Background: an optimization exercise with open tools, aiming at small area and a short achievable clock period. Do not read the settings as production practice.
In this exercise RTL edits were held to simulation tests only and were not proved equivalent to the original.
Not every run is shown, and edits may drop behaviour that the tests do not exercise.
Power figures rest on the tool's default switching activity, not on a simulated workload.

`flow/config.mk`:
```
export PLATFORM = sky130hd
export DESIGN_NAME = pipelined
export DESIGN_NICKNAME = pipelined
export VERILOG_FILES = /design/flow/design.v
export SDC_FILE = /design/flow/constraint.sdc
export NUM_CORES = 4
export LEC_CHECK = 0
export CAP_MARGIN = 20
export CORE_MARGIN = 2
export CORE_UTILIZATION = 50
export SLEW_MARGIN = 20
export TNS_END_PERCENT = 0
```
`flow/constraint.sdc`:
```
create_clock -name core_clock -period 15.0 [get_ports {i_clk}]
set_input_delay 3.0000 -clock core_clock [delete_from_list [all_inputs] [get_ports {i_clk}]]
set_output_delay 3.0000 -clock core_clock [all_outputs]
set_load 0.01 [all_outputs]
```
`flow/design.v`:
```
module pipelined(
    input  logic        i_clk,
    input  logic        i_reset,
    input  logic [31:0] i_io_sw,
    output logic [31:0] o_imem_addr,
    input  logic [31:0] i_imem_rdata,
    output logic [15:0] o_dmem_addr,
    output logic [31:0] o_dmem_wdata,
    output logic [3:0]  o_dmem_bmask,
    output logic        o_dmem_wren,
    input  logic [31:0] i_dmem_rdata,
    output logic [31:0] o_io_ledr,
    output logic [31:0] o_io_ledg,
    output logic [31:0] o_io_lcd,
    output logic [6:0]  o_io_hex0,
    output logic [6:0]  o_io_hex1,
    output logic [6:0]  o_io_hex2,
    output logic [6:0]  o_io_hex3,
    output logic [6:0]  o_io_hex4,
    output logic [6:0]  o_io_hex5,
    output logic [6:0]  o_io_hex6,
    output logic [6:0]  o_io_hex7,
    output logic [31:0] o_pc_debug,
    output logic        o_insn_vld,
    output logic        o_ctrl,
    output logic        o_mispred
);
localparam logic [6:0] OP_LOAD  = 7'b0000011;
localparam logic [6:0] OP_STORE = 7'b0100011;
localparam logic [6:0] OP_IMM   = 7'b0010011;
localparam logic [6:0] OP_REG   = 7'b0110011;
localparam logic [6:0] OP_LUI   = 7'b0110111;
localparam logic [6:0] OP_AUIPC = 7'b0010111;
localparam logic [6:0] OP_JAL   = 7'b1101111;
localparam logic [6:0] OP_JALR  = 7'b1100111;
localparam logic [6:0] OP_BR    = 7'b1100011;
logic [31:0] pc_if;
logic        id_bub;
logic [31:0] pc_id, ir_id, ppc_id, mpc_id;
logic        pt_id;
logic [3:0]  gs_id;
logic        ex_bub;
logic [31:0] rs1_ex, rs2_ex, imm_ex, pc_ex, ppc_ex, mpc_ex;
logic        pt_ex;
logic [3:0]  gs_ex;
logic [6:0]  op_ex;
logic [4:0]  ra1_ex, ra2_ex, rd_ex;
logic [2:0]  f3_ex;
logic        b30_ex;
logic        asel_ex, bsel_ex;
logic        fa_m, fa_w, fa_r, fb_m, fb_w, fb_r, fd_m;
logic [31:0] pc_mem, alu_mem, st_mem;
logic [3:0]  bm_mem;
logic        wren_mem;
logic [4:0]  rd_mem;
logic [2:0]  f3_mem;
logic        memrw_mem, regwen_mem, wbpc_mem, wbld_mem, vld_mem, misp_mem, isld_mem, isct_mem;
logic [31:0] pc4_wb, alu_wb, ld_wb;
logic [4:0]  rd_wb;
logic        regwen_wb, wbpc_wb, wbld_wb, misp_wb, isct_wb;
logic [1:0]  scnt;
logic        stall_L;
logic [3:0]        ghr;
logic [15:0]       bv;
logic [15:0][25:0] btag;
logic [15:0][31:0] btgt;
logic [15:0][1:0]  bctr;
logic [31:1]       rv;
logic [31:1][31:0] rf;
logic [31:0]       rvw;
logic [31:0][31:0] rfw;
logic [4:0][31:0]  io_reg;
logic [31:0]       sw_reg;
wire [6:0] op_id  = ir_id[6:0];
wire [6:0] opv_id = id_bub ? 7'd0 : op_id;
wire [2:0] f3_id  = ir_id[14:12];
logic d_asel, d_bsel;
logic [31:0] imm_id;
always_comb begin
    d_asel = 1'b0;
    d_bsel = 1'b0;
    case (op_id)
        OP_IMM, OP_JALR, OP_LUI: d_bsel = 1'b1;
        OP_LOAD:  if (~(f3_id[1] & (f3_id[0] | f3_id[2]))) d_bsel = 1'b1;
        OP_AUIPC, OP_JAL: begin d_bsel = 1'b1; d_asel = 1'b1; end
        OP_BR:    if (f3_id[2] | ~f3_id[1]) begin d_bsel = 1'b1; d_asel = 1'b1; end
        OP_STORE: if (~(f3_id[1] & f3_id[0]) & ~f3_id[2]) d_bsel = 1'b1;
        default: ;
    endcase
    case (op_id)
        OP_LUI, OP_AUIPC: imm_id = {ir_id[31:12], 12'b0};
        OP_JAL:   imm_id = {{12{ir_id[31]}}, ir_id[19:12], ir_id[20], ir_id[30:21], 1'b0};
        OP_BR:    imm_id = {{20{ir_id[31]}}, ir_id[7], ir_id[30:25], ir_id[11:8], 1'b0};
        OP_STORE: imm_id = {{20{ir_id[31]}}, ir_id[31:25], ir_id[11:7]};
        default:  imm_id = {{20{ir_id[31]}}, ir_id[31:20]};
    endcase
end
wire [31:0] wd = wbld_wb ? ld_wb : (wbpc_wb ? pc4_wb : alu_wb);
wire        we = regwen_wb & (rd_wb != 5'd0);
wire [4:0] ra1_id = ir_id[19:15];
wire [4:0] ra2_id = ir_id[24:20];
assign rvw = {rv, 1'b0};
assign rfw = {rf, 32'b0};
logic [31:0] rf1, rf2;
always_comb begin
    rf1 = 32'b0;
    rf2 = 32'b0;
    for (int r = 1; r < 32; r++) begin
        rf1 = rf1 | ({32{(ra1_id == 5'(r)) & rv[r]}} & rf[r]);
        rf2 = rf2 | ({32{(ra2_id == 5'(r)) & rv[r]}} & rf[r]);
    end
end
wire [31:0] rd1 = (we && rd_wb == ra1_id) ? wd : rf1;
wire [31:0] rd2 = (we && rd_wb == ra2_id) ? wd : rf2;
wire [31:0] rs1_id = (ra1_id == 5'd0) ? 32'b0 : rd1;
wire [31:0] rs2_id = (ra2_id == 5'd0) ? 32'b0 : rd2;
wire [6:0] opv_ex = ex_bub ? 7'd0 : op_ex;
wire isB    = (opv_ex == OP_BR);
wire isJAL  = (opv_ex == OP_JAL);
wire isJALR = (opv_ex == OP_JALR);
wire isJ    = isJAL | isJALR;
wire isLd   = (opv_ex == OP_LOAD);
wire isSt   = (opv_ex == OP_STORE);
wire isRI   = (opv_ex == OP_REG) | (opv_ex == OP_IMM);
wire isU    = (opv_ex == OP_LUI) | (opv_ex == OP_AUIPC);
wire ex_regwen = isRI | isU | isJ | (isLd & ~(f3_ex[1] & (f3_ex[0] | f3_ex[2])));
wire ex_memrw  = isSt & ~f3_ex[2] & ~(f3_ex[1] & f3_ex[0]);
wire ex_vld    = isRI | isU | isJ | isB | isLd | isSt;
wire asel_g    = asel_ex & ~ex_bub;
wire bsel_g    = bsel_ex & ~ex_bub;
wire id_nohaz = (opv_id == OP_JAL) | (opv_id == OP_LUI) | (opv_id == OP_AUIPC);
wire hz3   = ~id_nohaz & isLd;
wire hz2   = ~id_nohaz & ~isLd & isld_mem;
wire stall = (scnt != 2'd0) | hz3 | hz2;
wire [31:0] fwdA = ({32{fa_m}} & alu_mem) | ({32{fa_w}} & alu_wb) | ({32{fa_r}} & rs1_ex);
wire [31:0] fwdB = ({32{fb_m}} & alu_mem) | ({32{fb_w}} & alu_wb) | ({32{fb_r}} & rs2_ex);
wire [31:0] opA  = asel_g ? pc_ex : fwdA;
wire [31:0] opB  = bsel_g ? imm_ex : fwdB;
wire sub = isRI & ((f3_ex == 3'd0 & op_ex[5] & b30_ex) | (f3_ex[2:1] == 2'b01));
wire [32:0] sum33 = {1'b0, opA} + {1'b0, opB ^ {32{sub}}} + {32'b0, sub};
wire [31:0] sum   = sum33[31:0];
wire slt  = (opA[31] ^ opB[31]) ? opA[31] : sum[31];
wire sltu = ~sum33[32];
logic [31:0] sh_in, sh_rev, sh_out, sll_out;
always_comb begin
    for (int i = 0; i < 32; i++) sh_rev[i] = opA[31-i];
    sh_in = (f3_ex == 3'd1) ? sh_rev : opA;
end
wire sh_fill = b30_ex & (f3_ex == 3'd5) & opA[31];
assign sh_out = (sh_in >> opB[4:0]) | (sh_fill ? ~(32'hffffffff >> opB[4:0]) : 32'b0);
always_comb for (int i = 0; i < 32; i++) sll_out[i] = sh_out[31-i];
logic [31:0] alu_out;
always_comb begin
    if (!isRI) alu_out = sum;
    else case (f3_ex)
        3'd0: alu_out = sum;
        3'd1: alu_out = sll_out;
        3'd2: alu_out = {31'b0, slt};
        3'd3: alu_out = {31'b0, sltu};
        3'd4: alu_out = opA ^ opB;
        3'd5: alu_out = sh_out;
        3'd6: alu_out = opA | opB;
        default: alu_out = opA & opB;
    endcase
end
wire br_eq   = (fwdA == fwdB);
wire br_lt31 = (fwdA[30:0] < fwdB[30:0]);
wire br_lt   = (fwdA[31] ^ fwdB[31]) ? (f3_ex[1] ? fwdB[31] : fwdA[31]) : br_lt31;
wire taken_b = isB & (f3_ex[2] ? (br_lt ^ f3_ex[0]) : (~f3_ex[1] & (br_eq ^ f3_ex[0])));
wire taken   = isJ | taken_b;
wire [31:0] ph = pc_ex ^ imm_ex ^ ppc_ex;
wire [31:0] pk = (pc_ex & imm_ex) | ((pc_ex ^ imm_ex) & ph);
wire eq_pc = ~ph[0] & ~|(ph[31:1] ^ pk[30:0]);
wire [31:0] rh = fwdA ^ imm_ex ^ ppc_ex;
wire [31:0] rk = (fwdA & imm_ex) | ((fwdA ^ imm_ex) & rh);
wire eq_rs = ~rh[0] & ~|(rh[31:1] ^ rk[30:0]);
wire mispred = isJAL ? ~eq_pc : isJALR ? ~eq_rs : (isB & (pt_ex ? (~taken_b | ~eq_pc) : taken_b));
wire flush   = mispred;
wire [12:0] a_lo  = {1'b0, fwdA[11:0]} + {1'b0, imm_ex[11:0]};
wire        a_s   = imm_ex[31];
wire        a_c28 = a_s ? (a_lo[12] | (|fwdA[27:12])) : (a_lo[12] & (&fwdA[27:12]));
wire        st_io = fwdA[28] ^ a_s ^ a_c28;
wire [31:0] st_fwd = fd_m ? alu_mem : rs2_ex;
wire [31:0] st_x   = st_io ? st_fwd : (st_fwd << {sum[1:0], 3'b0});
logic [3:0] bm_x;
always_comb begin
    if (f3_ex[1]) bm_x = 4'b1111;
    else if (f3_ex[0]) bm_x = (sum[1:0] == 2'd0) ? 4'b0011 : (sum[1:0] == 2'd2) ? 4'b1100 : 4'b0000;
    else bm_x = 4'b0001 << sum[1:0];
end
wire [3:0]  li     = ghr ^ pc_if[5:2];
wire [3:0]  ui     = gs_ex ^ pc_ex[5:2];
logic [25:0] tag_li, tag_ui;
logic [31:0] tgt_li;
logic [1:0]  ctr_li, ctr_ui;
logic        v_li, v_ui;
always_comb begin
    tag_li = '0; tgt_li = '0; ctr_li = '0; v_li = 1'b0;
    tag_ui = '0; ctr_ui = '0; v_ui = 1'b0;
    for (int e = 0; e < 16; e++) begin
        if (li == 4'(e)) begin
            tag_li = tag_li | btag[e]; tgt_li = tgt_li | btgt[e];
            ctr_li = ctr_li | bctr[e]; v_li = v_li | bv[e];
        end
        if (ui == 4'(e)) begin
            tag_ui = tag_ui | btag[e]; ctr_ui = ctr_ui | bctr[e]; v_ui = v_ui | bv[e];
        end
    end
end
wire        hit    = v_li & (tag_li == pc_if[31:6]);
wire [31:0] ptgt   = hit ? tgt_li : 32'b0;
wire        pt_if  = hit & ctr_li[1];
wire [31:0] pc4    = pc_if + 32'd4;
wire [31:0] pnext  = mispred ? (taken ? sum : mpc_ex) : ((pt_if & taken) ? ptgt : pc4);
wire        upd    = isJ | isB;
wire        uhit   = v_ui & (tag_ui == pc_ex[31:6]);
logic [1:0] ctr_n;
always_comb begin
    if (!uhit) ctr_n = taken ? 2'b10 : 2'b01;
    else case (ctr_ui)
        2'b00: ctr_n = taken ? 2'b01 : 2'b00;
        2'b01: ctr_n = taken ? 2'b10 : 2'b00;
        2'b10: ctr_n = taken ? 2'b11 : 2'b01;
        default: ctr_n = taken ? 2'b11 : 2'b10;
    endcase
end
wire       nE_bub = hz3 | (stall ? ex_bub : id_bub);
wire [4:0] nE_ra1 = stall ? ra1_ex : ra1_id;
wire [4:0] nE_ra2 = stall ? ra2_ex : ra2_id;
wire [6:0] nE_op  = stall ? op_ex  : op_id;
wire [2:0] nE_f3  = stall ? f3_ex  : f3_id;
wire nE_lui   = (nE_op == OP_LUI);
wire nE_exclA = (nE_op == OP_JAL) | nE_lui | (nE_op == OP_AUIPC);
wire nE_exclB = nE_exclA | (nE_op == OP_IMM) | (nE_op == OP_JALR) | (nE_op == OP_LOAD);
wire nE_memrw = (nE_op == OP_STORE) & ~nE_f3[2] & ~(nE_f3[1] & nE_f3[0]);
wire [4:0] nM_rd = stall_L ? rd_mem : rd_ex;
wire       nM_rw = stall_L ? regwen_mem : ex_regwen;
wire       nM_ok = nM_rw & (nM_rd != 5'd0);
wire       nW_ok = regwen_mem & (rd_mem != 5'd0);
wire n_fa_m = ~nE_bub & nM_ok & (nM_rd == nE_ra1) & ~nE_exclA;
wire n_fa_w = ~nE_bub & ~n_fa_m & nW_ok & (rd_mem == nE_ra1) & ~nE_exclA;
wire n_fa_r = ~nE_bub & ~n_fa_m & ~n_fa_w & ~nE_lui;
wire n_fb_m = ~nE_bub & nM_ok & (nM_rd == nE_ra2) & ~nE_exclB;
wire n_fb_w = ~nE_bub & ~n_fb_m & nW_ok & (rd_mem == nE_ra2) & ~nE_exclB;
wire n_fb_r = ~nE_bub & ~n_fb_m & ~n_fb_w;
wire n_fd_m = nM_ok & (nM_rd == nE_ra2) & nE_memrw;
wire [31:0] maddr  = alu_mem;
wire        io_we  = memrw_mem & maddr[28] & ~maddr[16];
wire        st_wd  = f3_mem[1];
wire        st_hw  = f3_mem[0];
logic [31:0] io_v;
always_comb begin
    case (maddr[14:12])
        3'd0: io_v = io_reg[0];
        3'd1: io_v = io_reg[1];
        3'd2: io_v = io_reg[2];
        3'd3: io_v = io_reg[3];
        3'd4: io_v = io_reg[4];
        default: io_v = 32'b0;
    endcase
end
wire [31:0] mem_sh = i_dmem_rdata >> {maddr[1:0], 3'b0};
wire [31:0] ld_raw = maddr[28] ? (maddr[16] ? sw_reg : io_v) : (maddr[16] ? 32'b0 : mem_sh);
wire        ld_sgn = ~f3_mem[2];
wire [31:0] ld_val = f3_mem[1] ? ld_raw :
                     f3_mem[0] ? {{16{ld_sgn & ld_raw[15]}}, ld_raw[15:0]} :
                                 {{24{ld_sgn & ld_raw[7]}}, ld_raw[7:0]};
wire rst_n = i_reset;
always_ff @(posedge i_clk or negedge rst_n)
    if (!rst_n) pc_if <= 32'b0;
    else if (isJ | ~stall) pc_if <= pnext;
always_ff @(posedge i_clk or negedge rst_n)
    if (!rst_n) id_bub <= 1'b1;
    else if (flush) id_bub <= 1'b1;
    else if (!stall) id_bub <= 1'b0;
always_ff @(posedge i_clk)
    if (!stall) begin
        pc_id <= pc_if;
        ir_id <= i_imem_rdata;
    end
always_ff @(posedge i_clk) begin
    ppc_id <= ptgt;
    mpc_id <= pc4;
    pt_id  <= pt_if;
    gs_id  <= ghr;
    ppc_ex <= ppc_id;
    mpc_ex <= mpc_id;
    pt_ex  <= pt_id;
    gs_ex  <= gs_id;
end
always_ff @(posedge i_clk or negedge rst_n)
    if (!rst_n) ex_bub <= 1'b1;
    else if (hz3 | flush) ex_bub <= 1'b1;
    else if (!stall) ex_bub <= id_bub;
always_ff @(posedge i_clk)
    if (!stall) begin
        rs1_ex  <= rs1_id;
        rs2_ex  <= rs2_id;
        pc_ex   <= pc_id;
        imm_ex  <= imm_id;
        op_ex   <= op_id;
        ra1_ex  <= ra1_id;
        ra2_ex  <= ra2_id;
        rd_ex   <= ir_id[11:7];
        f3_ex   <= f3_id;
        b30_ex  <= ir_id[30];
        asel_ex <= d_asel;
        bsel_ex <= d_bsel;
    end
always_ff @(posedge i_clk or negedge rst_n)
    if (!rst_n) begin
        fa_m <= 1'b0; fa_w <= 1'b0; fa_r <= 1'b0;
        fb_m <= 1'b0; fb_w <= 1'b0; fb_r <= 1'b0; fd_m <= 1'b0;
    end else if (flush) begin
        fa_m <= 1'b0; fa_w <= 1'b0; fa_r <= 1'b0;
        fb_m <= 1'b0; fb_w <= 1'b0; fb_r <= 1'b0; fd_m <= 1'b0;
    end else begin
        fa_m <= n_fa_m; fa_w <= n_fa_w; fa_r <= n_fa_r;
        fb_m <= n_fb_m; fb_w <= n_fb_w; fb_r <= n_fb_r; fd_m <= n_fd_m;
    end
always_ff @(posedge i_clk or negedge rst_n)
    if (!rst_n) begin
        pc_mem <= 32'b0; alu_mem <= 32'b0;
        memrw_mem <= 1'b0; regwen_mem <= 1'b0; wbpc_mem <= 1'b0; wbld_mem <= 1'b0;
        vld_mem <= 1'b0; misp_mem <= 1'b0; isld_mem <= 1'b0; isct_mem <= 1'b0; wren_mem <= 1'b0;
    end else if (!stall_L) begin
        if (isJ | ~flush) begin
            pc_mem <= ex_bub ? 32'b0 : pc_ex; alu_mem <= alu_out;
            memrw_mem <= ex_memrw; regwen_mem <= ex_regwen; wbpc_mem <= isJ; wbld_mem <= isLd;
            vld_mem <= ex_vld; misp_mem <= mispred; isld_mem <= isLd; isct_mem <= isJ | isB;
            wren_mem <= ex_memrw & ~st_io;
        end else begin
            pc_mem <= 32'b0; alu_mem <= 32'b0;
            memrw_mem <= 1'b0; regwen_mem <= 1'b0; wbpc_mem <= 1'b0; wbld_mem <= 1'b0;
            vld_mem <= 1'b0; misp_mem <= 1'b0; isld_mem <= 1'b0; isct_mem <= 1'b0; wren_mem <= 1'b0;
        end
    end
always_ff @(posedge i_clk)
    if (!stall_L) begin
        st_mem <= st_x;
        bm_mem <= bm_x;
        rd_mem <= rd_ex;
        f3_mem <= f3_ex;
    end
always_ff @(posedge i_clk or negedge rst_n)
    if (!rst_n) begin
        regwen_wb <= 1'b0; misp_wb <= 1'b0; isct_wb <= 1'b0;
    end else begin
        regwen_wb <= regwen_mem; misp_wb <= misp_mem; isct_wb <= isct_mem;
    end
always_ff @(posedge i_clk) begin
    pc4_wb  <= pc_mem + 32'd4;
    alu_wb  <= alu_mem;
    ld_wb   <= ld_val;
    rd_wb   <= rd_mem;
    wbpc_wb <= wbpc_mem;
    wbld_wb <= wbld_mem;
end
always_ff @(posedge i_clk or negedge rst_n)
    if (!rst_n) scnt <= 2'd0;
    else if (scnt != 2'd0) scnt <= scnt - 2'd1;
    else if (hz3) scnt <= 2'd3;
    else if (hz2) scnt <= 2'd2;
always_ff @(posedge i_clk) stall_L <= isLd;
always_ff @(posedge i_clk or negedge rst_n)
    if (!rst_n) ghr <= 4'b0;
    else if (upd) ghr <= {ghr[2:0], taken};
for (genvar e = 0; e < 16; e++) begin : g_btb
    wire wr = upd & (ui == 4'(e));
    always_ff @(posedge i_clk or negedge rst_n)
        if (!rst_n) bv[e] <= 1'b0;
        else if (wr) bv[e] <= 1'b1;
    always_ff @(posedge i_clk)
        if (wr) begin
            btag[e] <= pc_ex[31:6];
            btgt[e] <= taken ? sum : 32'b0;
            bctr[e] <= ctr_n;
        end
end
always_ff @(posedge i_clk or negedge rst_n)
    if (!rst_n) rv <= '0;
    else if (we) rv[rd_wb] <= 1'b1;
for (genvar r = 1; r < 32; r++) begin : g_rf
    always_ff @(posedge i_clk)
        if (we && rd_wb == 5'(r)) rf[r] <= wd;
end
for (genvar k = 0; k < 5; k++) begin : g_io
    wire ld = io_we & (maddr[14:12] == 3'(k));
    always_ff @(posedge i_clk or negedge rst_n)
        if (!rst_n) io_reg[k] <= 32'b0;
        else if (ld) begin
            io_reg[k][7:0] <= st_mem[7:0];
            if (st_wd | st_hw) io_reg[k][15:8] <= st_mem[15:8];
            if (st_wd) io_reg[k][31:16] <= st_mem[31:16];
        end
end
always_ff @(posedge i_clk) sw_reg <= i_io_sw;
assign o_imem_addr  = pc_if;
assign o_dmem_addr  = alu_mem[15:0];
assign o_dmem_wdata = st_mem;
assign o_dmem_bmask = bm_mem;
assign o_dmem_wren  = wren_mem;
assign o_io_ledr    = io_reg[0];
assign o_io_ledg    = io_reg[1];
assign o_io_lcd     = io_reg[4];
assign o_io_hex0    = io_reg[2][6:0];
assign o_io_hex1    = io_reg[2][14:8];
assign o_io_hex2    = io_reg[2][22:16];
assign o_io_hex3    = io_reg[2][30:24];
assign o_io_hex4    = io_reg[3][6:0];
assign o_io_hex5    = io_reg[3][14:8];
assign o_io_hex6    = io_reg[3][22:16];
assign o_io_hex7    = io_reg[3][30:24];
assign o_pc_debug   = pc_mem;
assign o_insn_vld   = vld_mem;
assign o_ctrl       = isct_wb;
assign o_mispred    = misp_wb;
endmodule
```
`flow/flow/run.sh`:
```
#!/bin/bash
# The standard layout (standard.sh), tuned:
#  - timing repair aims at an 11 ns setup margin, i.e. well below the 15 ns
#    period, repairing only the worst path (TNS_END_PERCENT 0 in config.mk);
#  - repair may resize across cell footprints;
#  - larger CTS sink clusters without dummy loads (smaller clock tree).
set -o pipefail
export SETUP_SLACK_MARGIN=11
export CTS_ARGS="-sink_clustering_enable -repair_clock_nets -sink_clustering_size 25 -sink_clustering_max_diameter 100 -dont_use_dummy_load"
bash standard.sh MATCH_CELL_FOOTPRINT=0 finish 2>&1 | tee standard_run.log
```
`flow/standard.sh`:
```
#!/bin/bash
# synth_recipe.tcl (not shown) runs the flow's synth.tcl, then flattens the netlist and writes it again
# the make line also repeats each setting of config.mk as NAME=value (left out here)
make -C /OpenROAD-flow-scripts/flow DESIGN_CONFIG=/design/flow/config.mk WORK_HOME=/design/flow/orfs CLKGATE_MAP_FILE= SYNTH_SCRIPT=/design/flow/synth_recipe.tcl "${@:-finish}"
```
Fig. 1: run 1, ports around the boundary
Pins as bars across the die edge, other pins in gray.
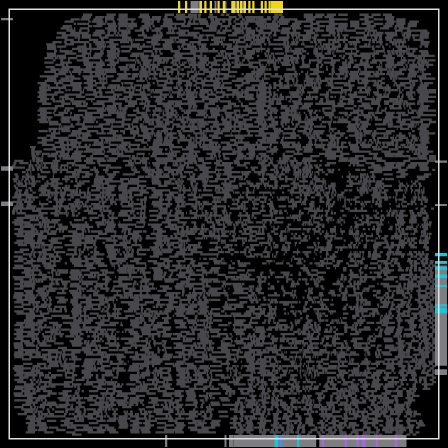
legend:
  purple:
    port: `o_io_hex1`
    pins: 7
    direction: output
    edge: bottom
  blue:
    port: `o_mispred`
    pins: 1
    direction: output
    edge: bottom
  yellow:
    port: `o_imem_addr`
    pins: 32
    direction: output
    edge: top
  cyan:
    port: `o_dmem_addr`
    pins: 16
    direction: output
    edge: 13 right, 3 bottom
all pins by edge: 221 bottom, 97 right, 45 top, 7 left

Fig. 2: run 1, clock network drawn from the DEF
(1 px per um)
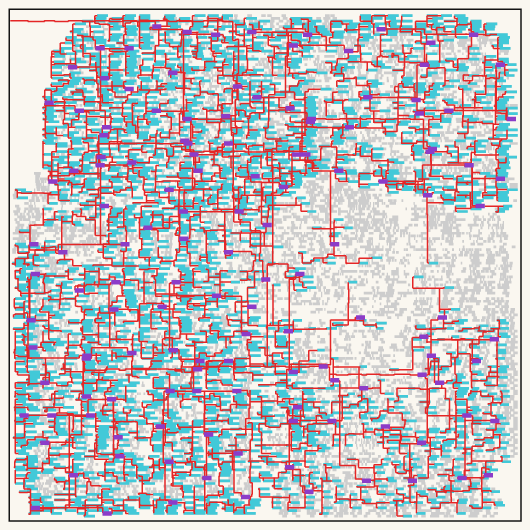
legend:
  cyan:
    item: flip-flops
    count: 2819
  purple:
    item: clock drivers
    count: 138
  red:
    item: clock wires
    length: 30.1 mm
routed clock nets: 139

Fig. 3: run 1, track usage over the die
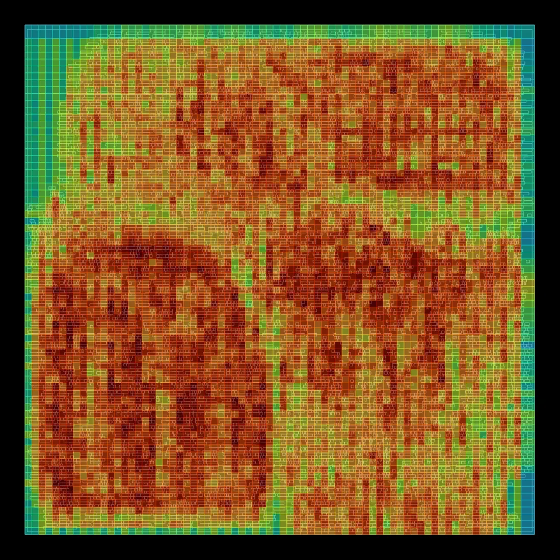
GRT Util Overall: 0.451
M2 GR Usage: 0.630
layer carrying the most global-route usage: met2

==> run 1: final cells by class <==
| cell class | instances | share of cell area |
|---|---|---|
| diodes | 37 | 0.000642 |
| clock buffers | 138 | 0.0240 |
| inverters | 235 | 0.00633 |
| multi-input cells | 5801 | 0.316 |
| flip-flops and latches | 2819 | 0.556 |
| well taps | 3366 | 0.0292 |
| repair buffers | 1003 | 0.0677 |
| repair inverters | 1 | 0.0000521 |
==> run 1: critical path, cell delays in order (launching register included) <==
cell      delay (ns)
edfxtp_1        0.96
nor3b_1         0.63
and3_2          0.92
buf_4           0.51
a22oi_1         0.15
nand3_1         0.14
nor3_1          0.05
clkbuf_4        0.20
a211oi_1        0.99
==> run 1: cells in the mapped netlist, drive strengths merged (64+ instances only) <==
cell	n
nor3	167
a221oi	382
o21a	87
dfxtp	299
buf	345
nand4	240
dfrtp	327
mux2	269
mux2i	303
edfxtp	2191
nor2	411
o21ai	243
and3	107
o22ai	64
nand2	636
ha	153
inv	232
a211oi	81
a21oi	222
a22oi	723
clkbuf	510
xnor2	162
nor4	69
nand3	183
a22o	335
xor2	99
a222oi	167
==> summary.txt, run 1 <==
status - complete, no violations
final setup fails - 0
Seq/Total Area, Yosys - 0.624
worst-margin pin slew - 1.25 ns
Hold Crit Depth - 0
Gate power share - 0.534
RSZ-0062 raised after global routing - true
DR WL met2 - 246000 um
post-synthesis register bit count - 2819
Area Overhead vs Synth - 12.5%
Clock Path Buffers - 3
pre-CTS setup slack - 8.77 ns
fmax - 199 MHz
area fraction in compound gates after synthesis - 0.160
post-synthesis xor/xnor area fraction - 0.0182
Final Worst Setup Slack - 9.98 ns
Simple-Gate Fraction of Synth Area - 0.0769
nets - 10300
placed instance count - 13000
GR Util met3 - 0.172
Multi-input gate area - 45600 sq um
Antenna Nets Post-Route - 0
max reg flops - 992
Die H - 510 um
MaxCap Viol Count - 0
critical path class - register to register
commonest cells after routing, fill and taps aside - edfxtp_1 (2191), a22oi_1 (723), nand2_1 (627)
CTS buffer count - 138
commonest register cell after synthesis - edfxtp_1
fillcell total - 20500
adder-cell share of the synthesized area - 0.0248
syn_nets - 10000
vias in the first global route - 95100
largest area contributor in the netlist - edfxtp_1
Post-CTS Resized - 549
Hold-fix buffers, CTS - 0
Reg power frac - 0.336
Area after DPL - 136000 sq um
Post-synth EDFFs - 2191
relative max-transition margin - 0.164
switching part of the total - 0.468
layout cell share with drive strength beyond 1 - 0.158
die width - 510 um
dpl hpwl - 368000 um
Worst Skew - 0.120 ns
P_int - 16.9 mW
DR DRC count - 0
Syn Inst Count - 9707
setup bufs post-CTS - 181
CTS tree - built
Reg2Reg Setup Slack - 9.98 ns
Synth top area share - 0.513
==> run 2: changes to the inputs <==
--- a/flow/design.v
+++ b/flow/design.v
@@ -49,4 +49,5 @@
 logic        b30_ex;
 logic        asel_ex, bsel_ex;
+logic        sub_ex, r_sum, r_sl, r_slt, r_slu, r_xor, r_sr, r_or, r_and, sra_ex;
 logic        fa_m, fa_w, fa_r, fb_m, fb_w, fb_r, fd_m;
 logic [31:0] pc_mem, alu_mem, st_mem;
@@ -77,4 +78,15 @@
 logic d_asel, d_bsel;
 logic [31:0] imm_id;
+wire  d_ri   = (op_id == OP_REG) | (op_id == OP_IMM);
+wire  d_sub  = d_ri & ((f3_id == 3'd0 & op_id[5] & ir_id[30]) | (f3_id[2:1] == 2'b01));
+wire  d_rsum = ~d_ri | (f3_id == 3'd0);
+wire  d_rsl  = d_ri & (f3_id == 3'd1);
+wire  d_rslt = d_ri & (f3_id == 3'd2);
+wire  d_rslu = d_ri & (f3_id == 3'd3);
+wire  d_rxor = d_ri & (f3_id == 3'd4);
+wire  d_rsr  = d_ri & (f3_id == 3'd5);
+wire  d_ror  = d_ri & (f3_id == 3'd6);
+wire  d_rand = d_ri & (f3_id == 3'd7);
+wire  d_sra  = (f3_id == 3'd5) & ir_id[30];
 always_comb begin
     d_asel = 1'b0;
@@ -127,6 +139,6 @@
 wire ex_memrw  = isSt & ~f3_ex[2] & ~(f3_ex[1] & f3_ex[0]);
 wire ex_vld    = isRI | isU | isJ | isB | isLd | isSt;
-wire asel_g    = asel_ex & ~ex_bub;
-wire bsel_g    = bsel_ex & ~ex_bub;
+wire asel_g    = asel_ex;
+wire bsel_g    = bsel_ex;
 wire id_nohaz = (opv_id == OP_JAL) | (opv_id == OP_LUI) | (opv_id == OP_AUIPC);
 wire hz3   = ~id_nohaz & isLd;
@@ -137,31 +149,22 @@
 wire [31:0] opA  = asel_g ? pc_ex : fwdA;
 wire [31:0] opB  = bsel_g ? imm_ex : fwdB;
-wire sub = isRI & ((f3_ex == 3'd0 & op_ex[5] & b30_ex) | (f3_ex[2:1] == 2'b01));
+wire sub = sub_ex;
 wire [32:0] sum33 = {1'b0, opA} + {1'b0, opB ^ {32{sub}}} + {32'b0, sub};
 wire [31:0] sum   = sum33[31:0];
+wire        sum_co = sum33[32];
 wire slt  = (opA[31] ^ opB[31]) ? opA[31] : sum[31];
-wire sltu = ~sum33[32];
+wire sltu = ~sum_co;
 logic [31:0] sh_in, sh_rev, sh_out, sll_out;
 always_comb begin
     for (int i = 0; i < 32; i++) sh_rev[i] = opA[31-i];
-    sh_in = (f3_ex == 3'd1) ? sh_rev : opA;
+    sh_in = r_sl ? sh_rev : opA;
 end
-wire sh_fill = b30_ex & (f3_ex == 3'd5) & opA[31];
+wire sh_fill = sra_ex & opA[31];
 assign sh_out = (sh_in >> opB[4:0]) | (sh_fill ? ~(32'hffffffff >> opB[4:0]) : 32'b0);
 always_comb for (int i = 0; i < 32; i++) sll_out[i] = sh_out[31-i];
-logic [31:0] alu_out;
-always_comb begin
-    if (!isRI) alu_out = sum;
-    else case (f3_ex)
-        3'd0: alu_out = sum;
-        3'd1: alu_out = sll_out;
-        3'd2: alu_out = {31'b0, slt};
-        3'd3: alu_out = {31'b0, sltu};
-        3'd4: alu_out = opA ^ opB;
-        3'd5: alu_out = sh_out;
-        3'd6: alu_out = opA | opB;
-        default: alu_out = opA & opB;
-    endcase
-end
+wire [31:0] alu_out = ({32{r_sum}} & sum) | ({32{r_sl}} & sll_out) | ({32{r_sr}} & sh_out)
+                     | {31'b0, (r_slt & slt) | (r_slu & sltu)}
+                     | ({32{r_xor}} & (opA ^ opB)) | ({32{r_or}} & (opA | opB))
+                     | ({32{r_and}} & (opA & opB));
 wire br_eq   = (fwdA == fwdB);
 wire br_lt31 = (fwdA[30:0] < fwdB[30:0]);
@@ -191,11 +194,14 @@
 wire [3:0]  li     = ghr ^ pc_if[5:2];
 wire [3:0]  ui     = gs_ex ^ pc_ex[5:2];
-logic [25:0] tag_li, tag_ui;
+wire        upd    = isJ | isB;
+wire [31:0] nE_pc = stall ? pc_ex : pc_id;
+wire [3:0]  nui   = gs_id ^ nE_pc[5:2];
+logic [25:0] tag_li, tag_nu;
 logic [31:0] tgt_li;
 logic [1:0]  ctr_li, ctr_ui;
-logic        v_li, v_ui;
+logic        v_li, v_nu;
 always_comb begin
     tag_li = '0; tgt_li = '0; ctr_li = '0; v_li = 1'b0;
-    tag_ui = '0; ctr_ui = '0; v_ui = 1'b0;
+    tag_nu = '0; ctr_ui = '0; v_nu = 1'b0;
     for (int e = 0; e < 16; e++) begin
         if (li == 4'(e)) begin
@@ -203,16 +209,22 @@
             ctr_li = ctr_li | bctr[e]; v_li = v_li | bv[e];
         end
-        if (ui == 4'(e)) begin
-            tag_ui = tag_ui | btag[e]; ctr_ui = ctr_ui | bctr[e]; v_ui = v_ui | bv[e];
+        if (ui == 4'(e)) ctr_ui = ctr_ui | bctr[e];
+        if (nui == 4'(e)) begin
+            tag_nu = tag_nu | btag[e]; v_nu = v_nu | bv[e];
         end
     end
 end
+wire uhit_n = (upd & (ui == nui)) ? (pc_ex[31:6] == nE_pc[31:6])
+                                  : (v_nu & (tag_nu == nE_pc[31:6]));
+logic uhit;
+always_ff @(posedge i_clk) uhit <= uhit_n;
 wire        hit    = v_li & (tag_li == pc_if[31:6]);
 wire [31:0] ptgt   = hit ? tgt_li : 32'b0;
 wire        pt_if  = hit & ctr_li[1];
 wire [31:0] pc4    = pc_if + 32'd4;
-wire [31:0] pnext  = mispred ? (taken ? sum : mpc_ex) : ((pt_if & taken) ? ptgt : pc4);
-wire        upd    = isJ | isB;
-wire        uhit   = v_ui & (tag_ui == pc_ex[31:6]);
+wire [31:0] tgt_pc = pc_ex + imm_ex;
+wire [31:0] tgt_rs = fwdA + imm_ex;
+wire [31:0] tgt    = isJALR ? tgt_rs : tgt_pc;
+wire [31:0] pnext  = mispred ? (taken ? tgt : mpc_ex) : ((pt_if & taken) ? ptgt : pc4);
 logic [1:0] ctr_n;
 always_comb begin
@@ -290,7 +302,11 @@
 end
 always_ff @(posedge i_clk or negedge rst_n)
-    if (!rst_n) ex_bub <= 1'b1;
-    else if (hz3 | flush) ex_bub <= 1'b1;
-    else if (!stall) ex_bub <= id_bub;
+    if (!rst_n) begin
+        ex_bub <= 1'b1; asel_ex <= 1'b0; bsel_ex <= 1'b0;
+    end else if (hz3 | flush) begin
+        ex_bub <= 1'b1; asel_ex <= 1'b0; bsel_ex <= 1'b0;
+    end else if (!stall) begin
+        ex_bub <= id_bub; asel_ex <= d_asel & ~id_bub; bsel_ex <= d_bsel & ~id_bub;
+    end
 always_ff @(posedge i_clk)
     if (!stall) begin
@@ -305,6 +321,14 @@
         f3_ex   <= f3_id;
         b30_ex  <= ir_id[30];
-        asel_ex <= d_asel;
-        bsel_ex <= d_bsel;
+        sub_ex  <= d_sub;
+        r_sum   <= d_rsum;
+        r_sl    <= d_rsl;
+        r_slt   <= d_rslt;
+        r_slu   <= d_rslu;
+        r_xor   <= d_rxor;
+        r_sr    <= d_rsr;
+        r_or    <= d_ror;
+        r_and   <= d_rand;
+        sra_ex  <= d_sra;
     end
 always_ff @(posedge i_clk or negedge rst_n)
@@ -374,5 +398,5 @@
         if (wr) begin
             btag[e] <= pc_ex[31:6];
-            btgt[e] <= taken ? sum : 32'b0;
+            btgt[e] <= taken ? tgt : 32'b0;
             bctr[e] <= ctr_n;
         end
Fig. 4: run 2, track usage over the die
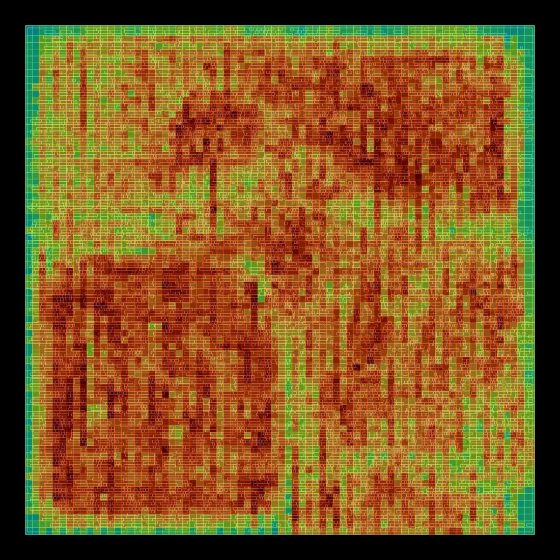
fin util: 0.567
GR Util met3: 0.170
grt met1 use: 0.608
GRT Util Overall: 0.447

Fig. 5: run 2, a small window of the routed layout
Window x 244 to 269, y 244 to 269 um. Cells in gray, sequential cells in the stronger gray; small squares are vias.
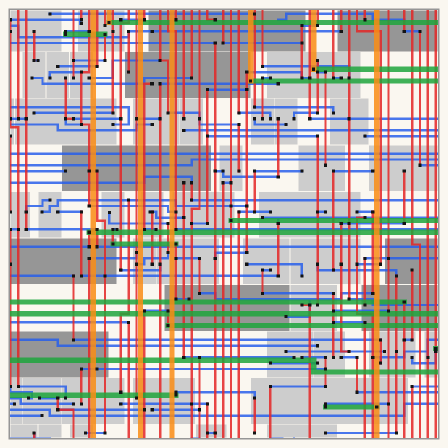
legend:
  green:
    layer: metal 3
  red:
    layer: metal 2
  orange:
    layer: metal 4
  blue:
    layer: metal 1
cells with their middle in the window: 43
sequential cells in the window: 8
most frequent: nand2_1 (5), nor2_1 (5)
netlist names of flops here include: `op_ex` (5)

==> run 2 against run 1 <==
Effect of this change:
- highest routed layer unchanged
- still clean on timing, DRC and antenna
- first-iteration DRC count is 0.20% higher
- largest cell class unchanged
- via count is 2.5% higher
- count of clock-buffer cells in the layout is 5 higher
==> summary.txt, run 2 <==
status - complete, no violations
Post-CTS Resized - 437 (-20%)
final setup fails - 0 (unchanged)
commonest register cell after synthesis - edfxtp_1
Post-synth EDFFs - 2168 (-1.0%)
post-synthesis register bit count - 2829 (+0.35%)
Area Overhead vs Synth - 13.0%
CTS tree - built
Die H - 514 um (+0.71%)
pre-CTS setup slack - 7.26 ns (-1.50 ns)
worst path buffer plus inverter count - 6 (+4)
Syn Inst Count - 10100 (+4.5%)
worst-margin pin slew - 1.27 ns (+0.0153 ns)
Antenna Nets Post-Route - 0 (unchanged)
layout cell share with drive strength beyond 1 - 0.158 (+0.000549)
die width - 514 um (+0.71%)
critical path class - register to register
Synth top area share - 0.501 (-0.0126)
max reg flops - 992 (unchanged)
most common library cells after synthesis - edfxtp_1 (2168), a22oi_1 (801), nand2_1 (627), clkbuf_1 (535), nor2_1 (528)
setup bufs post-CTS - 191 (+5.5%)
MaxCap Viol Count - 0 (unchanged)
syn_nets - 10500 (+4.7%)
CP Depth - 19 (+11)
DR WL met2 - 250000 um (+1.9%)
Hold Crit Depth - 0 (unchanged)
CP delay by family, top - compound AO/OA/AOI/OAI gates
==> run 2: changes by cell type in the layout (fill, tap and decap cells not counted), moves of 58 or more <==
cell,delta
clkdlybuf4s50_1,+205
dlymetal6s2s_1,-200
nor2_1,+91
a21oi_1,+78
nand3_1,+77
a22oi_1,+74
o21a_1,-70
buf_4,-63
a211oi_1,+58
==> run 2: report_power, final <==
part	leakage, nW	internal, mW	switching, mW
combinational	23.3	5.76	11.6
clock	1.76	1.71	2.51
sequential	26.5	9.86	1.07
==> run 2: cells by family (layout without fill, tap and decap cells) <==
| logic type | after synthesis | after routing | share of synthesized area |
|---|---|---|---|
| compound gates | 2896 | 2896 | 0.166 |
| flops | 2829 | 2829 | 0.615 |
| simple gates | 2179 | 2181 | 0.0799 |
| buf+inv | 1131 | 1405 | 0.0384 |
| mux | 562 | 562 | 0.0520 |
| xor+xnor | 301 | 303 | 0.0206 |
| fa+ha+maj | 248 | 248 | 0.0276 |
| other cells | 0 | 27 | 0 |
==> run 2: cell type report <==
class                      instances  area (sq um)
antenna                           27          67.6
clock buffer                     143          3580
fill                           21000        112000
inverter                         266          1050
multi-input combinational       6190         47800
sequential                      2829         80100
tap                             3402          4260
timing repair buffer             994          9980
timing repair inverter             2          16.3
==> run 3: changes to the inputs <==
==> flow/flow/run.sh (replaced) <==
#!/bin/bash
# The standard layout (standard.sh), tuned:
#  - timing repair aims at an 11 ns setup margin, i.e. well below the 15 ns
#    period, repairing only the worst path (TNS_END_PERCENT 0 in config.mk);
#  - repair may resize across cell footprints;
#  - larger CTS sink clusters without dummy loads (smaller clock tree);
#  - every port still gets a buffer, a buf_2 (repair may resize it).
set -o pipefail
export SETUP_SLACK_MARGIN=11
export BUFFER_PORTS_ARGS="-buffer_cell sky130_fd_sc_hd__buf_2"
export CTS_ARGS="-sink_clustering_enable -repair_clock_nets -sink_clustering_size 25 -sink_clustering_max_diameter 100 -dont_use_dummy_load"
bash standard.sh MATCH_CELL_FOOTPRINT=0 finish 2>&1 | tee standard_run.log
Fig. 6: run 3, final layout
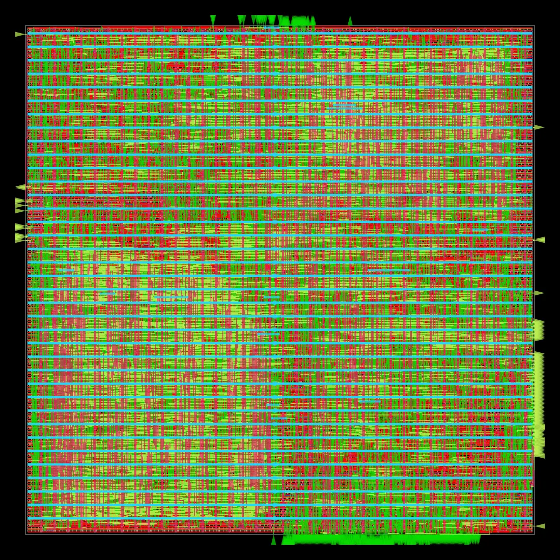
num rows: 187
post-route cell area: 145000 sq um
fin util: 0.561
Post-Route WL: 629000 um
die width: 514 um

Fig. 7: run 3, track usage over the die
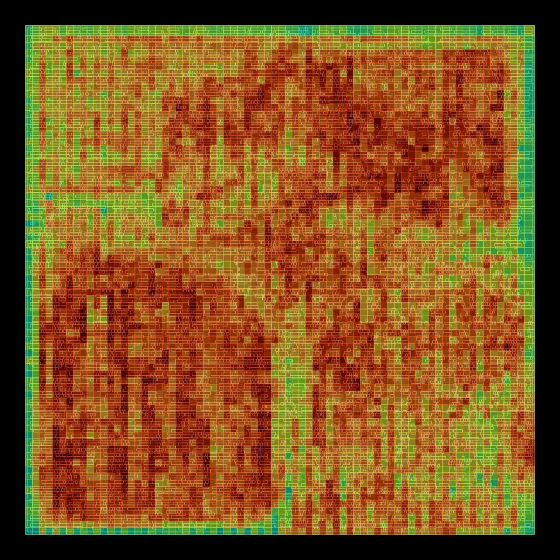
grt met1 use: 0.623
DR WL/cell: 45.4 um

==> run 3 against run 2 <==
Effect of this change:
- register-to-register slack improved by 0.05 ns
- power increased by 2.0%
- first-iteration DRC count is 2.5% lower
- fmax rose by 0.96%
- die area unchanged
- still clean on timing, DRC and antenna
- count of clock-buffer cells in the layout grew 9
- largest cell class unchanged
- largest power group unchanged
- via count rose by 0.56%
==> summary.txt, run 3 <==
MaxCap Viol Count - 0 (unchanged)
adder-cell share of the synthesized area - 0.0276 (unchanged)
final hold violations - 0
Reg power frac - 0.331 (-0.005)
most common library cells after synthesis - edfxtp_1 (2168), a22oi_1 (801), nand2_1 (627), clkbuf_1 (535), nor2_1 (528)
drt first pass iters - 13
status - complete, no violations
switching part of the total - 0.472 (+0.00486)
clock power share - 0.132 (+0.002)
layout cell share with drive strength beyond 1 - 0.192 (+0.0344)
Area Overhead vs Synth - 11.8%
Seq power - 11.0 mW (about the same)
top-count cell post-synth - edfxtp_1
Syn Inst Count - 10100 (unchanged)
syn_nets - 10500 (unchanged)
Clk power - 4.38 mW (+4%)
CP Depth - 18 (-1)
global-route wire length before repair - 840000 um
post-synthesis xor/xnor area fraction - 0.0206 (unchanged)
CTS tree - built
post-synthesis register bit count - 2829 (unchanged)
Initial Utilization - 0.502
worst-margin pin slew - 1.25 ns (-0.0167 ns)
Post-synth EDFFs - 2168 (unchanged)
Synth top area share - 0.501 (unchanged)
CP delay by family, top - simple AND/OR/NAND/NOR gates
post-synthesis mux area share - 0.0520 (unchanged)
Worst path slowest cell - or4_1
GRT Util Overall - 0.462 (+0.0150)
P_int - 17.5 mW (+1.1%)
Hold Crit Depth - 0 (unchanged)
max reg flops - 992 (unchanged)
DR WL met2 - 257000 um (+2.7%)
largest power group - combinational cells
worst path buffer plus inverter count - 3 (-3)
largest family of logic cells by synthesized area - compound AO/OA/AOI/OAI gates
Post-CTS Resized - 449 (+2.7%)
combinational power - 17.8 mW (+2%)
Switch Pwr - 15.6 mW (+3.1%)
area fraction in compound gates after synthesis - 0.166 (unchanged)
nets - 10800
setup bufs post-CTS - 167 (-13%)
final setup fails - 0 (unchanged)
Gate power share - 0.537 (+0.003)
==> run 3: cell counts after synthesis <==
No cell type changed its count.
==> run 3: stage by stage <==
stage                     instance area (sq um)  setup WS [ns]  hold WS [ns]  utilization
after floorplan                          130000          10.44         0.310            -
after global placement                   136000           7.56         0.310        0.525
after detailed placement                 136000           7.91         0.312        0.525
after CTS                                144000          10.13         0.316        0.555
after global routing                     145000           9.91         0.328        0.561
final                                    145000           9.99         0.321        0.561
==> run 3: path summary, 6_finish.rpt <==
check | from | end | slack, ns
setup / recovery | scnt[0] | uhit | 9.99
hold / removal | mpc_id[24] | mpc_ex[24] | 0.32
setup reg to reg | scnt[0] | uhit | 9.99
hold reg to reg | mpc_id[24] | mpc_ex[24] | 0.32
max in group asynchronous | i_reset | ghr[2] | 10.45
min in group asynchronous | i_reset | io_reg[50] | 2.22
==> run 3: layout make-up <==
cell class	instances	area, sq um
repair buffers	1000	8220
diodes	26	65.1
well taps	3402	4260
multi-input cells	6189	47800
fillers	21200	114000
repair inverters	1	5.00
inverters	266	1060
clock buffers	152	3800
flip-flops and latches	2829	80100
==> run 4: changes to the inputs <==
--- a/flow/config.mk
+++ b/flow/config.mk
@@ -8,5 +8,5 @@
 export CAP_MARGIN = 20
 export CORE_MARGIN = 2
-export CORE_UTILIZATION = 50
+export CORE_UTILIZATION = 35
 export SLEW_MARGIN = 20
 export TNS_END_PERCENT = 0
Fig. 8: run 4, ports around the boundary
(0.5 px per um) Pins as bars across the die edge, other pins in gray.
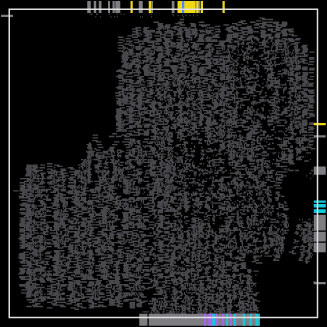
legend:
  blue:
    port: `o_mispred`
    pins: 1
    direction: output
    edge: top
  yellow:
    port: `o_imem_addr`
    pins: 32
    direction: output
    edge: 31 top, 1 right
  purple:
    port: `o_io_hex1`
    pins: 7
    direction: output
    edge: bottom
  cyan:
    port: `o_dmem_addr`
    pins: 16
    direction: output
    edge: 10 bottom, 6 right
all pins by edge: 250 bottom, 64 top, 55 right, 1 left

Fig. 9: run 4, wires at chosen ports, followed through buffers
(1 px per um)
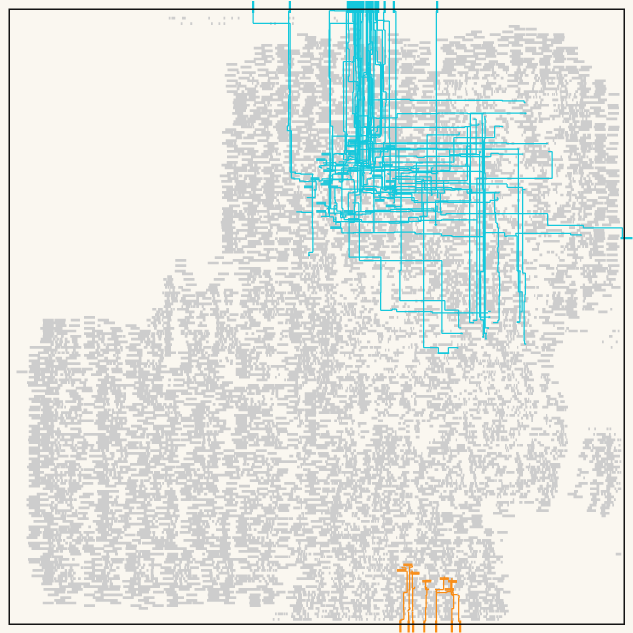
legend:
  cyan:
    port: `o_imem_addr`
    bits: 32
    direction: output
    end_cells: 32
    buffers: 39
    wire: 13700 um
  orange:
    port: `o_io_hex1`
    bits: 7
    direction: output
    end_cells: 7
    buffers: 7
    wire: 438 um
# IOs: 370
count of buffers from port buffering: 369

==> run 4 against run 3 <==
Effect of this change:
- largest cell class unchanged
- synthesized cell count is the same
- still clean
- final cell count grew 11%
- cell area grew 0.84%
==> summary.txt, run 4 <==
status - complete, no violations
Reg2Reg Setup Slack - 10.02 ns (+0.02 ns)
seq_cells - 2829 (unchanged)
worst flop-to-flop path endpoint - uhit
global-route wire length before repair - 837000 um (-0.33%)
final hold violations - 0 (unchanged)
clock buffer count - 149 (-2.0%)
Critical Path End - uhit
Logic inverters - 268 (+0.37%)
CP delay by family, top - simple AND/OR/NAND/NOR gates
final setup fails - 0 (unchanged)
Hold Crit Depth - 0 (unchanged)
setup bufs post-CTS - 130 (-22%)
Min Hold Slack - 0.323 ns (+0.00158 ns)
worst-margin pin slew - 1.40 ns (+0.145 ns)
num rows - 223 (+19%)
P_int - 17.2 mW (-1.6%)
post-route cell area - 147000 sq um (+0.84%)
DR WL/cell - 41.1 um (-9.5%)
Post-Route WL - 630000 um (+0.17%)
clock power share - 0.134 (+0.002)
Reg power frac - 0.341 (+0.010)
Area after DPL - 138000 sq um (+1.4%)
clk cell area share - 0.0254 (-0.000730)
top-count cell post-synth - edfxtp_1
Initial Utilization - 0.352 (-0.150)
Multi-input gate area - 47800 sq um (-0.13%)
Non-clk bufs - 938 (-6.2%)
Worst path slowest cell - or4_4
Area Overhead vs Synth - 12.7%
drt first pass iters - 14 (+1)
Multi-In Gates - 6190 (+0.016%)
worst path buffer plus inverter count - 5 (+2)
Seq/total area - 0.547 (-0.00443)
syn_nets - 10500 (unchanged)
fillcell total - 34700 (+63%)
Final Worst Setup Slack - 10.02 ns (+0.0209 ns)
GRT Util Overall - 0.321 (-0.141)
Well-Tap Cells - 4950 (+46%)
MaxCap Viol Count - 0 (unchanged)
die width - 613 um (+19%)
combinational power - 17.1 mW (-4%)
post-synthesis register bit count - 2829 (unchanged)
# diodes - 21 (-19%)
==> run 4: changes by cell type in the layout (fill, tap and decap cells not counted), moves of 7 or more <==
cell	change
buf_4	-46
and3_2	-26
and3_4	+26
a21oi_1	+14
buf_6	-14
clkbuf_16	-12
dfrtp_1	-11
a21oi_2	-10
dfrtp_2	+7
mux2i_2	+7
==> run 4: cells by family (layout without fill, tap and decap cells) <==
logic type / Yosys count / in the layout / share of synthesized area
buf+inv: 1131 / 1355 / 0.0384
mux: 562 / 562 / 0.0520
simple gates: 2179 / 2181 / 0.0799
other cells: 0 / 21 / 0
compound gates: 2896 / 2896 / 0.166
fa+ha+maj: 248 / 248 / 0.0276
xor+xnor: 301 / 303 / 0.0206
flops: 2829 / 2829 / 0.615
==> run 4: per-layer routing <==
| layer | wire, um | vias to the layer above | global-route usage |
|---|---|---|---|
| met4 | 53900 | 32 | 0.214 |
| met3 | 83100 | 2518 | 0.0939 |
| met1 | 224000 | 52000 | 0.400 |
| met5 | 333 | - | 0.00207 |
| li1 | - | 40100 | - |
| met2 | 269000 | 9216 | 0.483 |
==> run 5: changes to the inputs <==
--- a/flow/config.mk
+++ b/flow/config.mk
@@ -8,5 +8,5 @@
 export CAP_MARGIN = 20
 export CORE_MARGIN = 2
-export CORE_UTILIZATION = 35
+export CORE_UTILIZATION = 30
 export SLEW_MARGIN = 20
 export TNS_END_PERCENT = 0
Fig. 10: run 5, track usage over the die
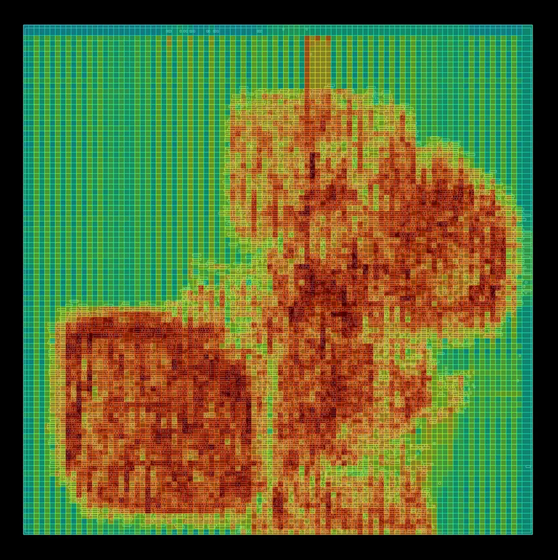
fin util: 0.340
GR Util met3: 0.0971
GRT Util Overall: 0.267

Fig. 11: run 5, ports around the boundary
(0.5 px per um) Pins as bars across the die edge, other pins in gray.
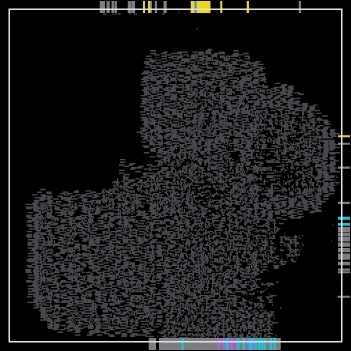
legend:
  cyan:
    port: `o_dmem_addr`
    pins: 16
    direction: output
    edge: 12 bottom, 4 right
  purple:
    port: `o_io_hex1`
    pins: 7
    direction: output
    edge: bottom
  blue:
    port: `o_mispred`
    pins: 1
    direction: output
    edge: top
  yellow:
    port: `o_imem_addr`
    pins: 32
    direction: output
    edge: 31 top, 1 right
all pins by edge: 273 bottom, 61 top, 36 right
die width: 662 um
Die H: 662 um

==> run 5 against run 4 <==
Effect of this change:
- wire length down 2.5%
- largest power group unchanged
- first-iteration DRC count is 2.2% lower
- synthesized area is the same
- sequential share of layout area fell by 0.081 points
- highest routed layer unchanged
- setup slack better by 0.040 ns
- register-to-register slack better by 0.04 ns
- sequential power barely moved
- critical endpoint is now btgt[467]
- clock power is essentially flat
- clock skew fell by 0.032 ns
==> summary.txt, run 5 <==
DR WL met2 - 258000 um (-4.0%)
adder-cell share of the synthesized area - 0.0276 (unchanged)
MaxCap Viol Count - 0 (unchanged)
Min Hold Slack - 0.278 ns (-0.0453 ns)
Reg2Reg Setup Slack - 10.06 ns (+0.04 ns)
CP delay by family, top - simple AND/OR/NAND/NOR gates
worst path buffer plus inverter count - 1 (-4)
global-route wire length before repair - 818000 um (-2.2%)
Post-synth ARST share - 0.117
1st-iter DRT viols - 21000
worst hold path class - register to register
worst-margin pin slew - 1.34 ns (-0.0542 ns)
final hold violations - 0 (unchanged)
drt first pass iters - 12 (-2)
Area Overhead vs Synth - 12.9%
Post-Route WL - 615000 um (-2.5%)
largest area contributor in the netlist - edfxtp_1
CP Depth - 7
worst flop-to-flop path endpoint - btgt[467]
grt met1 use - 0.324 (-0.0758)
num rows - 241 (+8.1%)
syn_nets - 10500 (unchanged)
Reg with most FFs - rf
Synth Warn # - 1
CP arrival - 5.43 ns
final setup fails - 0 (unchanged)
area fraction in compound gates after synthesis - 0.166 (unchanged)
top-count cell post-synth - edfxtp_1
DR top layer - met5
# IOs - 370 (unchanged)
Simple-Gate Fraction of Synth Area - 0.0799 (unchanged)
post-synthesis xor/xnor area fraction - 0.0206 (unchanged)
met1 WL - 214000 um (-4.3%)
Critical Path End - btgt[467]
fin crit period - 4.94 ns
largest family of logic cells by synthesized area - compound AO/OA/AOI/OAI gates
wire length on met3 - 87500 um (+5.3%)
Worst path slowest cell - buf_4
count of buffers from port buffering - 369 (unchanged)
DR WL/cell - 38.1 um (-7.2%)
Crit path largest cell delay - 1.04 ns
Hold Crit Depth - 0 (unchanged)
post-synthesis register bit count - 2829 (unchanged)
M2 GR Usage - 0.397 (-0.0865)
Initial Utilization - 0.301 (-0.0504)
Final Worst Setup Slack - 10.06 ns (+0.0401 ns)
status - complete, no violations
post-synthesis mux area share - 0.0520 (unchanged)
run 5: metrics by stage:
stage          utilization  instance area, sq um
2_1_floorplan            -                130000
3_3_place_gp         0.322                139000
3_5_place_dp         0.322                139000
4_1_cts              0.338                146000
5_1_grt              0.340                147000
6_report             0.340                147000
run 5: power by group:
| group | switching (mW) | internal, mW |
|---|---|---|
| Combinational | 11.1 | 5.37 |
| Sequential | 1.06 | 9.85 |
| Clock | 2.58 | 1.76 |
| Total | 14.7 | 17.0 |
run 5: layout make-up:
type / instances / area, sq um
Antenna cell: 27 / 67.6
Clock buffer: 147 / 3680
Fill cell: 42200 / 284000
Inverter: 266 / 1050
Multi-Input combinational cell: 6190 / 47400
Sequential cell: 2829 / 80100
Tap cell: 5710 / 7140
Timing Repair Buffer: 954 / 7340
Timing Repair inverter: 1 / 5.00
run 5: repair_timing:
action                                  4_1_cts  5_1_grt
gates resized for setup                     405       63
pin swaps                                    94       41
cloned                                       20        3
endpoints found under the setup margin     1766     1704
setup buffers                               179       38
==> run 6: changes to the inputs <==
--- a/flow/flow/run.sh
+++ b/flow/flow/run.sh
@@ -2,5 +2,5 @@
 # The standard layout (standard.sh), tuned:
 #  - timing repair aims at an 11 ns setup margin, i.e. well below the 15 ns
-#    period, repairing only the worst path (TNS_END_PERCENT 0 in config.mk);
+#    period, repairing the worst 20% of failing endpoints (TNS_END_PERCENT in config.mk);
 #  - repair may resize across cell footprints;
 #  - larger CTS sink clusters without dummy loads (smaller clock tree);
--- a/flow/config.mk
+++ b/flow/config.mk
@@ -8,5 +8,5 @@
 export CAP_MARGIN = 20
 export CORE_MARGIN = 2
-export CORE_UTILIZATION = 30
+export CORE_UTILIZATION = 35
 export SLEW_MARGIN = 20
-export TNS_END_PERCENT = 0
+export TNS_END_PERCENT = 20
Fig. 12: run 6, a small window of the routed layout
Window x 294 to 319, y 294 to 319 um. Cells in gray, sequential cells in the stronger gray; small squares are vias.
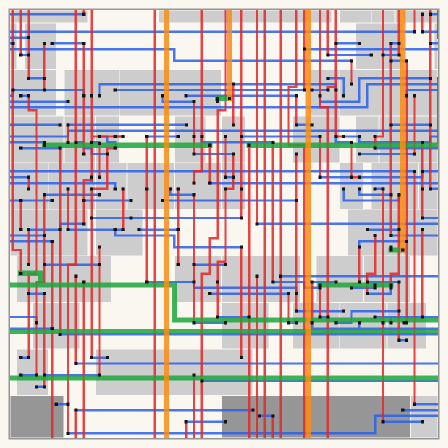
legend:
  red:
    layer: metal 2
  green:
    layer: metal 3
  orange:
    layer: metal 4
  blue:
    layer: metal 1
most frequent: a21o_1 (8), buf_4 (6), a21oi_1 (5)
cells with their middle in the window: 40
sequential cells in the window: 1
netlist names of flops here include: `imm_ex` (1)

Fig. 13: run 6, track usage over the die
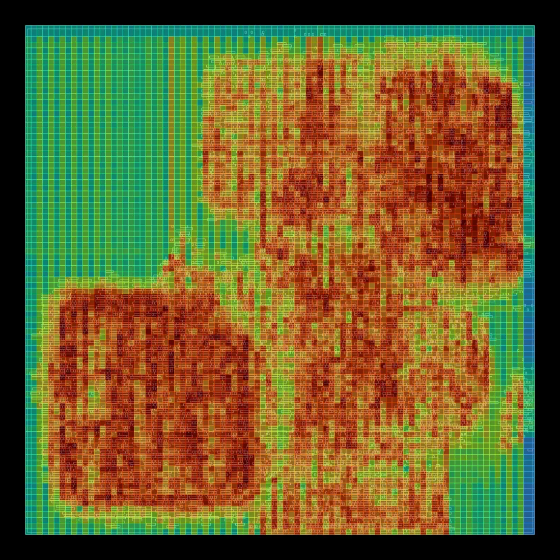
grt met1 use: 0.416
GR Util met3: 0.100
GRT Util Overall: 0.333
DR WL/cell: 41.6 um

==> run 6 against run 5 <==
Effect of this change:
- still clean on timing, DRC and antenna
- die area is 14% lower
- clock skew increased by 0.044 ns
- combinational power rose by 16%
- count of clock-buffer cells in the layout grew 1
- via count is 1.9% higher
- core utilization increased by 7.0 points
- highest routed layer unchanged
==> summary.txt, run 6 <==
CP Depth - 25 (+18)
Area Overhead vs Synth - 16.6%
Switch Pwr - 16.2 mW (+10%)
final hold violations - 0 (unchanged)
largest area contributor in the netlist - edfxtp_1
Synth cell types - 107
post-route cell area - 152000 sq um (+3.3%)
CP delay by family, top - compound AO/OA/AOI/OAI gates
num rows - 223 (-7.5%)
met1 WL - 233000 um (+8.6%)
switching part of the total - 0.469 (+0.00469)
Worst path slowest cell - or3_4
drt first pass iters - 13 (+1)
fin util - 0.410 (+0.0699)
M2 GR Usage - 0.498 (+0.101)
Die H - 613 um (-7.4%)
Reg with most FFs - rf
syn_nets - 10500 (unchanged)
Area after DPL - 138000 sq um (-0.52%)
Logic inverters - 268 (+0.37%)
Reg2Reg Setup Slack - 10.03 ns (-0.02 ns)
Hold Crit Depth - 0 (unchanged)
clock power share - 0.126 (-0.011)
seq_cells - 2829 (unchanged)
Seq. cell area - 80100 sq um (about the same)
Non-clock buffering overhead - 0.0729 (+0.0229)
Initial Utilization - 0.352 (+0.0504)
Multi-In Gates - 6197 (+0.11%)
DR top layer - met5
Multi-input gate area - 49300 sq um (+4.1%)
Min Hold Slack - 0.334 ns (+0.0566 ns)
DR WL met2 - 279000 um (+7.9%)
wire length on met3 - 84600 um (-3.3%)
Gate power share - 0.554 (+0.035)
Well-Tap Cells - 4950 (-13%)
CP arrival - 5.65 ns (+0.22 ns)
Post-synth ARST share - 0.117 (unchanged)
Worst Setup SP - ex_bub
Post-Route WL - 651000 um (+5.9%)
global-route wire length before repair - 865000 um (+5.7%)
Reg power frac - 0.320 (-0.024)
# IOs - 370 (unchanged)
final setup fails - 0 (unchanged)
Synth Warn # - 1 (unchanged)
clock buffer count - 148 (+0.68%)
placed instance count - 15000
worst hold path class - register to register
Critical Path End - btgt[126]
Seq/total area - 0.529 (-0.0172)
1st-iter DRT viols - 21700 (+3.6%)
die width - 613 um (-7.4%)
worst flop-to-flop path endpoint - btgt[126]
largest class - sequential cells
P_int - 18.3 mW (+8.0%)
worst-margin pin slew - 1.32 ns (-0.0268 ns)
status - complete, no violations
# diodes - 31 (+15%)
## run 6: changes by cell type in the layout (fill, tap and decap cells not counted), sizes merged
cell	delta
buf	+237
nor2	+5
or2	+1
nand2	+1
mux2i	-1
and3	+1
clkinvlp	-1
clkbuf	+24
clkinv	-1
inv	+3
diode	+4
## run 6: kinds of logic (layout without fill, tap and decap cells)
logic type	after synthesis	after routing	share of synthesized area
adders and majority gates	248	248	0.0276
buffers and inverters	1131	1630	0.0384
and+or+nand+nor	2179	2189	0.0799
muxes	562	562	0.0520
DFF	2829	2829	0.615
AOI/OAI and AO/OA	2896	2896	0.166
other	0	31	0
xor gates and xnor gates	301	302	0.0206
## run 6: power by group through the flow
stage / registers [mW] / logic, mW / clock network (mW)
final: 11.1 / 19.1 / 4.36
after global routing: 11.1 / 19.6 / 4.59
after CTS: 11.0 / 17.8 / 4.35
after detailed placement: 11.2 / 14.7 / 0
after global placement: 11.1 / 14.6 / 0
after floorplan: 10.6 / 8.57 / 0
## run 6: repair_timing
action | 4_1_cts | 5_1_grt
gates cloned | 62 | 3
pin swaps | 261 | 163
buffers inserted | 365 | 77
endpoints found under the setup margin | 1927 | 1919
resized for setup | 835 | 204

port drivers added, routing unchanged:
In the flow no input, the clock included, has a driving cell. The finished layouts below were timed again as built, in two steps.
Step 1: set_driving_cell puts a clkbuf_16 on i_clk and a buf_2 on each other input, an assumption about the parent block.
Step 2 adds t to the input delays and takes it off the output delays; t is the mean of the earliest and latest rising clock arrival at the registers after step 1. Input paths then give back, and output paths get back, about the clock's delay inside the block.
a / b / c = no drivers / after step 1 / after step 2; a / b = the first two.
run	shift t [ns]	setup slack, ns	worst hold slack (ns)
run 1	0.922	9.977 / 9.977 / 9.632	0.326 / 0.326 / 0.326
run 2	0.956	9.947 / 9.947 / 9.661	0.308 / 0.308 / 0.308
run 3	0.970	9.995 / 9.984 / 9.532	0.321 / 0.321 / 0.321
run 4	1.008	10.016 / 9.949 / 9.613	0.323 / 0.323 / 0.323
run 5	1.012	10.056 / 10.056 / 9.541	0.278 / 0.278 / 0.278
run 6	0.986	10.034 / 9.964 / 9.901	0.334 / 0.334 / 0.334
After both steps every run listed still meets setup and hold. For run 5, which loses most, drivers alone change the setup slack by 0.000 ns; drivers and shift together by -0.515 ns. The worst setup slack also covers recovery checks on asynchronous resets.
